Background: an optimization exercise with open tools, aiming at small area. Do not read the settings as production practice.
Where RTL was checked, it was by simulation tests only, not by an equivalence proof against the original.
Some runs may be left out. An edit can pass the tests and still lose a function that they never use.
No functional check of the RTL was part of run 2.

File: flow/config.mk
export PLATFORM = sky130hd
export DESIGN_NAME = MBF
export DESIGN_NICKNAME = MBF
export VERILOG_FILES = /design/flow/design.v
export SDC_FILE = /design/flow/constraint.sdc
export NUM_CORES = 4
export LEC_CHECK = 0
export CAP_MARGIN = 20
export CORE_MARGIN = 2
export CORE_UTILIZATION = 40
export SLEW_MARGIN = 20
File: flow/constraint.sdc
create_clock -name core_clock -period 7.0 [get_ports {CLK}]
set_input_delay 1.4000 -clock core_clock [delete_from_list [all_inputs] [get_ports {CLK}]]
set_output_delay 1.4000 -clock core_clock [all_outputs]
set_load 0.01 [all_outputs]
File: flow/design.v
`timescale 1ns/10ps
module MBF(CLK, RESET, IN_VALID, IN_DATA, X_DATA, Y_DATA, OUT_VALID);
input   CLK;
input   RESET;
input   IN_VALID;
input       [12:0]  IN_DATA;
output  reg [12:0]  X_DATA;
output  reg [12:0]  Y_DATA;
output  reg         OUT_VALID;
reg [5:0] data_cnt;
reg [12:0] s[0:10];
reg [12:0] in_data;
reg [33:0] y_h[0:11];
reg [33:0] y_l[0:11];
wire [17:0] H0, H1, H2, H3, H4, H5, H6, H7, H8, H9, H10, H11;
wire [17:0] L0, L1, L2, L3, L4, L5, L6, L7, L8, L9, L10, L11;
assign H0 = 18'd110592;
assign H1 = 18'd77824;
assign H2 = 18'd20480;
assign H3 = 18'd36864;
assign H4 = 18'd86016;
assign H5 = 18'd69632;
assign H6 = 18'd65536;
assign H7 = 18'd77824;
assign H8 = 18'd45056;
assign H9 = 18'd49152;
assign H10 = 18'd65536;
assign H11 = 18'd126976;
assign L0 = 18'd57344;
assign L1 = 18'd16384;
assign L2 = 18'd12288;
assign L3 = 18'd4096;
assign L4 = 18'd65536;
assign L5 = 18'd57344;
assign L6 = 18'd114688;
assign L7 = 18'd65536;
assign L8 = 18'd126976;
assign L9 = 18'd114688;
assign L10 = 18'd126976;
assign L11 = 18'd69632;
always@(posedge RESET or posedge CLK)
begin
    if (RESET) begin
        in_data <= 13'b0;
        s[0] <= 13'b0;
		s[1] <= 13'b0;
		s[2] <= 13'b0;
		s[3] <= 13'b0;
		s[4] <= 13'b0;
		s[5] <= 13'b0;	
		s[6] <= 13'b0;
		s[7] <= 13'b0;
		s[8] <= 13'b0;
		s[9] <= 13'b0;
		s[10] <= 13'b0;
 		y_h[0] <= 34'b0;
		y_h[1] <= 34'b0;
		y_h[2] <= 34'b0;
		y_h[3] <= 34'b0;
		y_h[4] <= 34'b0;
		y_h[5] <= 34'b0;	
		y_h[6] <= 34'b0;
		y_h[7] <= 34'b0;
		y_h[8] <= 34'b0;
		y_h[9] <= 34'b0;
		y_h[10] <= 34'b0;
		y_h[11] <= 34'b0;
		y_l[0] <= 34'b0;
		y_l[1] <= 34'b0;
		y_l[2] <= 34'b0;
		y_l[3] <= 34'b0;
		y_l[4] <= 34'b0;
		y_l[5] <= 34'b0;	
		y_l[6] <= 34'b0;
		y_l[7] <= 34'b0;
		y_l[8] <= 34'b0;
		y_l[9] <= 34'b0;
		y_l[10] <= 34'b0;
		y_l[11] <= 34'b0;
    end else begin
        in_data <= (IN_VALID) ? IN_DATA : 13'b0;
		s[0] <= in_data;
		s[1] <= s[0];
		s[2] <= s[1];
		s[3] <= s[2];
		s[4] <= s[3];
		s[5] <= s[4];
		s[6] <= s[5];
		s[7] <= s[6];
		s[8] <= s[7];
		s[9] <= s[8];
		s[10] <= s[9];
		y_h[0] <= H0 * in_data;
		y_h[1] <= H1 * s[0];
        y_h[2] <= H2 * s[1];
        y_h[3] <= H3 * s[2];
        y_h[4] <= H4 * s[3];
        y_h[5] <= H5 * s[4];
        y_h[6] <= H6 * s[5];
        y_h[7] <= H7 * s[6];
        y_h[8] <= H8 * s[7];
        y_h[9] <= H9 * s[8];
        y_h[10] <= H10 * s[9];
        y_h[11] <= H11 * s[10];
		y_l[0] <= L0 * in_data;
		y_l[1] <= L1 * s[0];
        y_l[2] <= L2 * s[1];
        y_l[3] <= L3 * s[2];
        y_l[4] <= L4 * s[3];
        y_l[5] <= L5 * s[4];
        y_l[6] <= L6 * s[5];
        y_l[7] <= L7 * s[6];
        y_l[8] <= L8 * s[7];
        y_l[9] <= L9 * s[8];
        y_l[10] <= L10 * s[9];
        y_l[11] <= L11 * s[10];
    end
end
reg [12:0] fk_x;
reg [12:0] fk_y;
always @ (posedge RESET or posedge CLK)
begin
	if (RESET) begin
		X_DATA <= 13'b0;
		Y_DATA <= 13'b0;
		fk_x <= 13'b0;
		fk_y <= 13'b0;
		OUT_VALID <= 1'b0;
	end else begin
		fk_y <= (((y_h[0] + y_h[1] + y_h[2] + y_h[3] + y_h[4] + y_h[5] + y_h[6] + y_h[7] + y_h[8] + y_h[9] + y_h[10] + y_h[11]) >> 20) & 14'd1) ? 
				(((y_h[0] + y_h[1] + y_h[2] + y_h[3] + y_h[4] + y_h[5] + y_h[6] + y_h[7] + y_h[8] + y_h[9] + y_h[10] + y_h[11]) >> 20) + 1'b1) >> 1 :
				((y_h[0] + y_h[1] + y_h[2] + y_h[3] + y_h[4] + y_h[5] + y_h[6] + y_h[7] + y_h[8] + y_h[9] + y_h[10] + y_h[11]) >> 21);
		fk_x <= (((y_l[0] + y_l[1] + y_l[2] + y_l[3] + y_l[4] + y_l[5] + y_l[6] + y_l[7] + y_l[8] + y_l[9] + y_l[10] + y_l[11]) >> 20) & 14'd1) ? 
				(((y_l[0] + y_l[1] + y_l[2] + y_l[3] + y_l[4] + y_l[5] + y_l[6] + y_l[7] + y_l[8] + y_l[9] + y_l[10] + y_l[11]) >> 20) + 1'b1) >> 1 :
				((y_l[0] + y_l[1] + y_l[2] + y_l[3] + y_l[4] + y_l[5] + y_l[6] + y_l[7] + y_l[8] + y_l[9] + y_l[10] + y_l[11]) >> 21);
		X_DATA <= fk_x;
		Y_DATA <= fk_y;
		OUT_VALID <= (fk_x) ? 1'b1 : 1'b0;
	end
end
endmodule
File: flow/run.sh
#!/bin/bash
# synth_recipe.tcl (not shown) runs the flow's synth.tcl, then flattens the netlist and writes it again
# the make line also repeats each setting of config.mk as NAME=value (left out here)
make -C /OpenROAD-flow-scripts/flow DESIGN_CONFIG=/design/flow/config.mk WORK_HOME=/design/flow/orfs CLKGATE_MAP_FILE= SYNTH_SCRIPT=/design/flow/synth_recipe.tcl finish
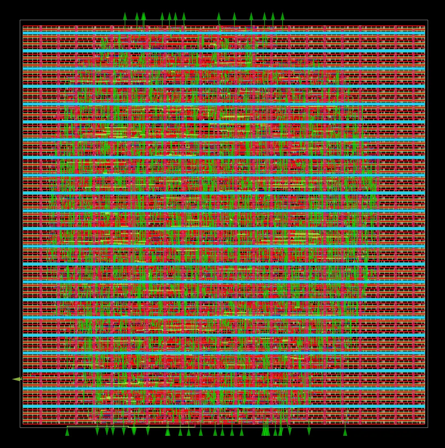
Fig. 1. The whole layout, all layers (run 1).
routed wire length: 83.6 mm
FP Rows: 112

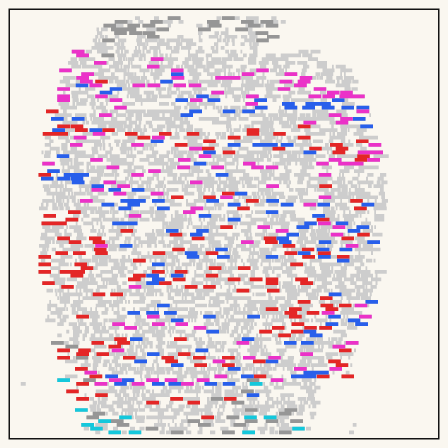
Fig. 2. Where the registers sit (run 1).
Other sequential cells in the stronger grey, the rest of the logic in the fainter grey.
red -> `y_h`  # sequential cells 157
blue -> `s`  # sequential cells 137
magenta -> `y_l`  # sequential cells 128
cyan -> `Y_DATA`  # sequential cells 13
Seq/total area: 0.290
final core utilization: 0.450
Storage cell area: 12200 µm²

==> flow_summary.toml, run 1 <==
[synthesis]
ys_seq_elements = 488
yosys_warnings = 4
syn_inst = 3281
synth.avg_cell_area_um2 = 11.6
ys_async_sr_fraction = 1.00
synth_cell_type_count = 75
seq_area_frac_synth = 0.322
syn_area_um2 = 37900
synth_edf_count = 0
synth_ff_type = "dfrtp_1"

[timing]
setup_slack_ns = 0.380
post-route-period-util = 0.946
drv_slew = 0
tns_ns = 0
hold_violations = 0
hold_slack_ns = 0.345
fin_skew_ns = 0.0128
finalSetupViolations = 0
slew_headroom = 0.338
worstMarginPinSlew_ns = 0.993
rsz0062_at_grt = "false"
finalCriticalPeriod_ns = 6.62
fmax_mhz = 151

[final_layout]
layout_common_cells = "inv_1, fa_1, dfrtp_1, ha_1, xnor2_1"
n_antenna_cell = 0
final_common_cell = "inv_1"
syn_to_final_growth_pct = 11.1
drive_gt1_frac = 0.0466
stdcell_count = 4711
fin_nets = 4410
final_cell_area_um2 = 42100
fillers = 8714

[clock_tree]
hold_buffers = 0
cts_resized = 0
postCtsSetupRepairBufs = 0
clk_pin_slew_worst_paths_ns = 0.06
cts_tree = "done"
clock_sinks = 488
htree_levels = 2
cts_root_buffer = "clkbuf_16"
numCtsBuffers = 55
clock_latency_ns = 0.62
clockBufferDepth = 3

[min_path]
hold_path_class = "register to register"
min_path_cells = 0
min-delay-start = "fk_y[5]$_DFF_PP0_"
whs_endpoint = "Y_DATA[5]$_DFF_PP0_"

[critical_path]
required_ns = 7.50
path_cells = "fa_1 -> inv_1 -> fa_1 -> inv_1 -> fa_1 -> fa_1 -> fa_1 -> ha_1 -> a2111o_1 -> a21oi_4 -> nor2_4 -> a21oi_1 -> xnor2_1 -> ha_1 -> nand3_1 -> nand4b_1 -> nor4_4 -> nand3b_1 -> nor4b_2 -> a211oi_2 -> xnor2_1"
crit_path_top_delay_cell = "fa_1"
startpoint_type = "register"
r2r_start = "s[6][1]$_DFF_PP0_"
critPathArrivalTime_ns = 7.12
critPathBufInv = 2
critPathMaxStageDelay_ns = 0.57
crit_path_start = "s[6][1]$_DFF_PP0_"
cp_max_fo = 6
crit_top_cell = "fa_1"
worstSetupPathType = "register to register"
ff2ff_path_depth = 21
r2r-end = "fk_y[11]$_DFF_PP0_"
crit_family = "adder cells"
ff2ff_setup_slack_ns = 0.38
endpoint_kind = "register"

[route]
num_vias = 21600
ant_nets = 0
viasPerCell = 4.59
dr.pass1.iters = 5
route.detailed.drc = 0
drt_iter0_drc = 1146

[placed_design]
placed_area_um2 = 40200
dp_slack_ns = 0.319
dp_cells = 4612
gp_congestion = 0.833
portBuffers = 42
hpwl_mm = 68.1

[die]
die-area_um2 = 97300
die_height_um = 312
io_pins = 43
initial_core_util = 0.405
core-area_um2 = 93600
die_w_um = 312

[global_routing]
grt_pass1_vias = 23600
grt_max_degree = 156
grt_pass1_wl_mm = 137
overflow = 0
antenna_found_initial = 0

[flow_run]
maxCapViolCount = 0

[status]
status = "timing/DRC/antenna clean"
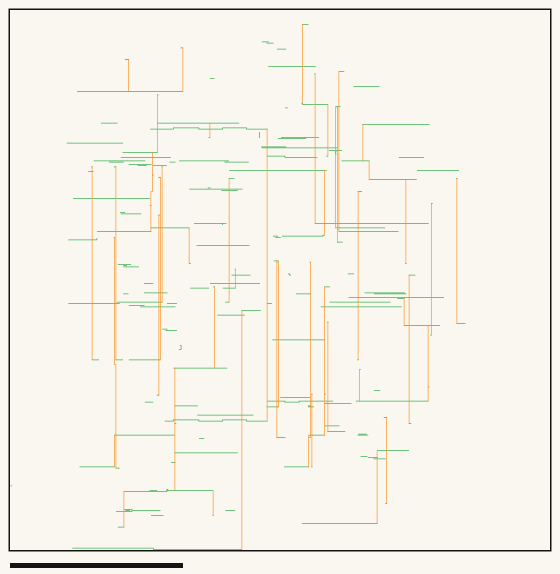
Fig. 3. Signal wires by layer (run 1).
Bar = 100 µm. Only two layers are drawn.
orange -> met4  # wire length 2880 µm
green -> met3  # wire length 2410 µm
WL/cell: 17.7 µm
Total GRT Usage: 0.183

==> run 1: flip-flops by register name (all words and copies together) (netlist names) <==
register,cells
in_data,13
y_l,128
X_DATA,13
fk_x,13
y_h,157
OUT_VALID,1
fk_y,13
s,137
Y_DATA,13
==> run 1: per-layer routing <==
metal  track usage  share of wire  vias to the layer above
met5             0              0                        -
met4        0.0595          0.034                        0
met3        0.0222          0.029                      109
met2         0.295           0.47                      283
met1         0.260           0.47                    10800
li1              -              -                    10500
==> run 1: cells in the mapped netlist, types with 11 or more instances <==
cell	instances	area [µm²]
a21boi_0	15	113
a21o_1	44	330
a21oi_1	134	671
and2_1	18	113
dfrtp_1	488	12200
fa_1	515	10300
ha_1	464	5810
inv_1	794	2980
nand2_1	73	274
nand2b_1	20	125
nand3_1	17	85.1
nor2_1	119	447
nor2b_1	32	200
nor3_1	31	155
o21a_1	16	120
o21ai_0	91	455
o21bai_1	48	360
o41ai_1	11	96.3
xnor2_1	188	1650
xor2_1	56	490
==> run 1: layout make-up <==
type / count / area (µm²) / share of cell area
clock buffer: 77 / 1610 / 0.0383
clock inverter: 22 / 270 / 0.00642
tap: 1254 / 1570 / 0.0373
timing repair buffer: 82 / 758 / 0.0180
inverter: 794 / 2980 / 0.0708
multi-input combinational: 1994 / 22700 / 0.539
sequential: 488 / 12200 / 0.290
==> run 1: how the worst max path moves through the flow <==
| stage | to | slack, ns | depth (start not counted) |
|---|---|---|---|
| after detailed placement | fk_x[11]$_DFF_PP0_ | 0.32 | 22 |
| after global placement | fk_x[11]$_DFF_PP0_ | 0.39 | 22 |
| after floorplan | OUT_VALID$_DFF_PP0_ | -1.02 | 1 |
| after global routing | fk_y[11]$_DFF_PP0_ | 0.05 | 21 |
| after CTS | fk_x[11]$_DFF_PP0_ | 0.29 | 22 |
| final | fk_y[11]$_DFF_PP0_ | 0.38 | 21 |
==> run 1: cells by family after synthesis <==
group / Yosys count / synth area share
adders and majority gates: 980 / 0.425
buffers and inverters: 799 / 0.0793
DFF: 488 / 0.322
AOI/OAI and AO/OA: 404 / 0.0678
and+or+nand+nor: 364 / 0.0485
xor gates and xnor gates: 245 / 0.0568
muxes: 1 / 0.000297
Fig. 4: run 1, M4 wires
Supply wires on this layer in grey.
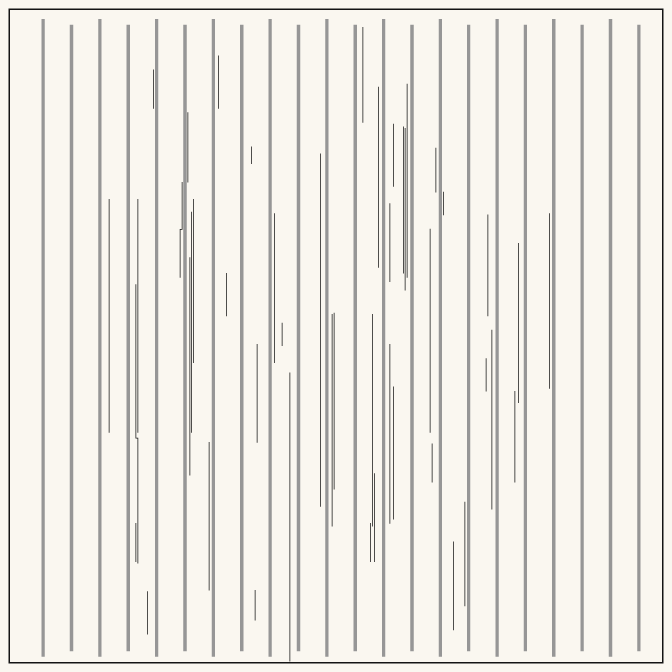

--- run 2: outline of the changes from run 1 ---
flow/design.v: 141 -> 1205 lines; modules unchanged: 0
  MBF: edited, 140 -> 1199 lines
  MBF_fa: new, 3 lines
  MBF_ha: new, 3 lines
==> module MBF_fa as of run 2 <==
module MBF_fa(input a, input b, input c, output s, output co);
  assign {co, s} = a + b + c;
endmodule
==> module MBF_ha as of run 2 <==
module MBF_ha(input a, input b, output s, output co);
  assign {co, s} = a + b;
endmodule
--- a/flow/config.mk
+++ b/flow/config.mk
@@ -10,2 +10,3 @@
 export CORE_UTILIZATION = 40
 export SLEW_MARGIN = 20
+export SYNTH_HIERARCHICAL = 1
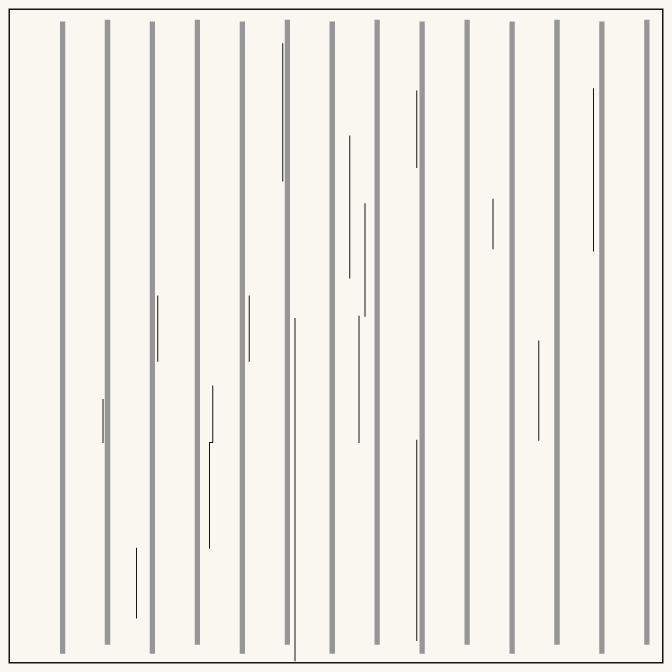
Fig. 5. M4 wires (run 2).
Supply wires on this layer in grey.
nets with wire on the layer = 7
wire length on this layer = 561 µm
vias post-DR: 7465
routed wire length: 35.2 mm

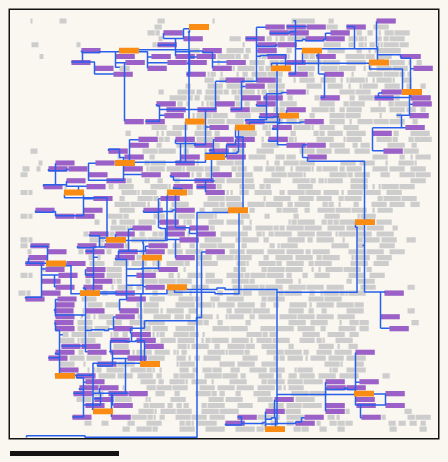
Fig. 6. Clock network drawn from the DEF (run 2).
Bar = 50 µm.
blue -> clock wires  # length 3140 µm
orange -> cells driving clock nets  # count 25
purple -> flip-flops  # count 206
flops lie = spread over the die
routed clock nets = 26
clk_skew: 0.0481 ns

==> run 2 against run 1 <==
Compared with the run above:
- the layout now fails its checks (negative setup slack)
- register-to-register slack got worse by 3.0 ns
- first-iteration DRC count is 67% lower
- via count down 65%
- synthesized cell count fell by 74%
- critical path depth up 2
- die area shrank 60%
- sequential share of layout area fell by 2.2 points
- worst hold slack about the same
- fmax decreased by 32%
==> flow_summary.toml, run 2 <==
[status]
status = "failed layout checks"
violations = "negative setup slack"

[critical_path]
worstSetupPathType = "register to register"
crit_top_cell = "fa_2"
cp_max_fo = 2
path_cells = "ha_4 -> fa_2 -> fa_2 -> fa_2 -> fa_2 -> fa_2 -> fa_2 -> fa_2 -> fa_2 -> fa_2 -> fa_2 -> fa_2 -> fa_2 -> fa_2 -> fa_2 -> fa_2 -> fa_2 -> fa_2 -> fa_2 -> fa_2 -> fa_1 -> ha_4 -> fa_1"
crit_family = "adder cells"
critPathBufInv = 0
startpoint_type = "register"
required_ns = 7.43
endpoint_kind = "register"
critPathMaxStageDelay_ns = 0.61
crit_path_top_delay_cell = "fa_2"
critPathArrivalTime_ns = 10.10

[global_routing]
grt_pass1_vias = 9031
grt_pass1_wl_mm = 54.2
grt_usage = 0.196
antenna_found_initial = 0
overflow = 0
grt_max_degree = 140

[synthesis]
yosys.area.top_type = "fa_1"
synth_area_leaders = "fa_1, dfrtp_1, ha_1"
syn_inst = 847
synthMuxAreaShare = 0
ys_async_sr_fraction = 1.00
synth-compound-area-share = 0
synth_top_family_by_area = "adder cells"
seq_area_frac_synth = 0.347
synth_cell_type_count = 10
synth.avg_cell_area_um2 = 17.6
synth_edf_count = 0
synth-adder-area-share = 0.609
ys_seq_elements = 206
synth_ff_type = "dfrtp_1"
yosys_warnings = 7
syn_area_um2 = 14900
yosys.cell_count.top_type = "fa_1"
synth_common_cells = "fa_1, dfrtp_1, inv_1"
synth_top_area_share = 0.553
yosys.area_share.simple = 0.00707

[placed_design]
dp_slack_ns = -2.96
placed_area_um2 = 18000
gp_congestion = 0.856
hpwl_mm = 31.0
portBuffers = 40
dp_cells = 1586

[final_layout]
syn_to_final_growth_pct = 29.5
layout_common_cells = "buf_4, fa_1, dfrtp_1, fa_2, inv_1"
drive_gt1_frac = 0.421
final_common_cell = "buf_4"
stdcell_count = 1645
fin_nets = 1651
n_antenna_cell = 0
final_cell_area_um2 = 19300

[die]
initial_core_util = 0.406
die_w_um = 197
core-area_um2 = 36600
die-area_um2 = 38700
die_height_um = 197
num_rows = 70
io_pins = 43

[clock_tree]
cts_tree = "done"
cts_root_buffer = "clkbuf_16"
numCtsBuffers = 25
clockBufferDepth = 3
clk_pin_slew_worst_paths_ns = 0.06
clock_latency_ns = 0.56
cts_resized = 67
hold_buffers = 0
postCtsSetupRepairBufs = 9
htree_levels = 1
clock_sinks = 206

[timing]
post-route-period-util = 1.38
slew_headroom = 0.431
fmax_mhz = 103
rsz0062_at_grt = "true"
finalCriticalPeriod_ns = 9.67
finalSetupViolations = 16
drv_slew = 0
setup_slack_ns = -2.67
hold_violations = 0
hold_slack_ns = 0.345
worstMarginPinSlew_ns = 0.854

[route]
route.detailed.drc = 0
viasPerCell = 4.54
ant_nets = 0
avgRoutedWirePerCell_um = 21.4
drt_iter0_drc = 378
dr.pass1.iters = 4

[flow_run]
maxCapViolCount = 0

[min_path]
hold_path_class = "register to register"
## run 2: final timing paths
check / cells past startpoint / slack (ns) / endpoint / start
worst max register to register: 23 / -2.67 / Y_DATA[11]$_DFF_PP0_ / r8[0]$_DFF_PP0_
worst min-delay path: 0 / 0.35 / r1[12]$_DFF_PP0_ / r0[12]$_DFF_PP0_
worst min register to register: 0 / 0.35 / r1[12]$_DFF_PP0_ / r0[12]$_DFF_PP0_
min in group asynchronous: 3 / 1.38 / Y_DATA[5]$_DFF_PP0_ / RESET
worst max-delay path: 23 / -2.67 / Y_DATA[11]$_DFF_PP0_ / r8[0]$_DFF_PP0_
max in group asynchronous: 4 / 4.21 / r13[8]$_DFF_PP0_ / RESET
## run 2: metal layers
metal / GRT usage / routed length [µm]
met1: 0.319 / 17000
met2: 0.282 / 15500
met3: 0.0270 / 2120
met4: 0.0373 / 560
met5: 0 / 0
## run 2: kinds of logic (layout without fill, tap and decap cells)
group,Yosys count,after routing
AND/OR/NAND/NOR,17,17
buffers and inverters,146,475
flip-flops,206,206
adder cells (fa/ha/maj),477,477
other,1,2
## run 2: worst register-to-register path: cells and delay by family, from the launching register on
family	cells	cell delay [ns]
DFF	1	0.43
adders and majority gates	23	9.13
## run 2: layout make-up
type,count,area [µm²]
Clock buffer,37,741
Clock inverter,9,113
Fill cell,3009,17400
Inverter,143,544
Multi-Input combinational cell,496,9820
Sequential cell,206,5160
Tap cell,468,586
Timing Repair Buffer,286,2300
## run 2: per-module statistics from Yosys, one instance, submodules excluded
| module | flops+latches | cells | copies in the design | cell area (µm²) |
|---|---|---|---|---|
| MBF | 206 | 370 | 1 | 5820 |
| MBF_fa | 0 | 1 | 411 | 20.0 |
| MBF_ha | 0 | 1 | 66 | 12.5 |
## run 2: metrics by stage
step	util	setup TNS (ns)
6_report	0.526	-22.03
5_1_grt	0.526	-24.71
4_1_cts	0.523	-22.73
3_5_place_dp	0.492	-27.16
3_3_place_gp	0.492	-26.73
2_1_floorplan	-	-19.49

==> re-timing with driven ports <==
Ports are ideal in the flow. The routed layouts listed here were re-timed in OpenROAD. Step 1 assumes that a clkbuf_16 drives the clock port and a buf_2 every other input. Step 2, shift: input delay + t, output delay - t, t = (earliest + latest rising clock arrival at the registers) / 2. This alone moves slack from input paths to output paths. Slacks: ideal / step 1 / step 2; pairs: ideal / step 1.
| run | t (ns) | slack for setup (ns) | worst data-port slew with drivers (ns) |
|---|---|---|---|
| run 1 | 0.675 | 0.380 / 0.380 / 0.380 | 0.03 |
| run 2 | 0.598 | -2.669 / -2.669 / -2.669 | 0.03 |
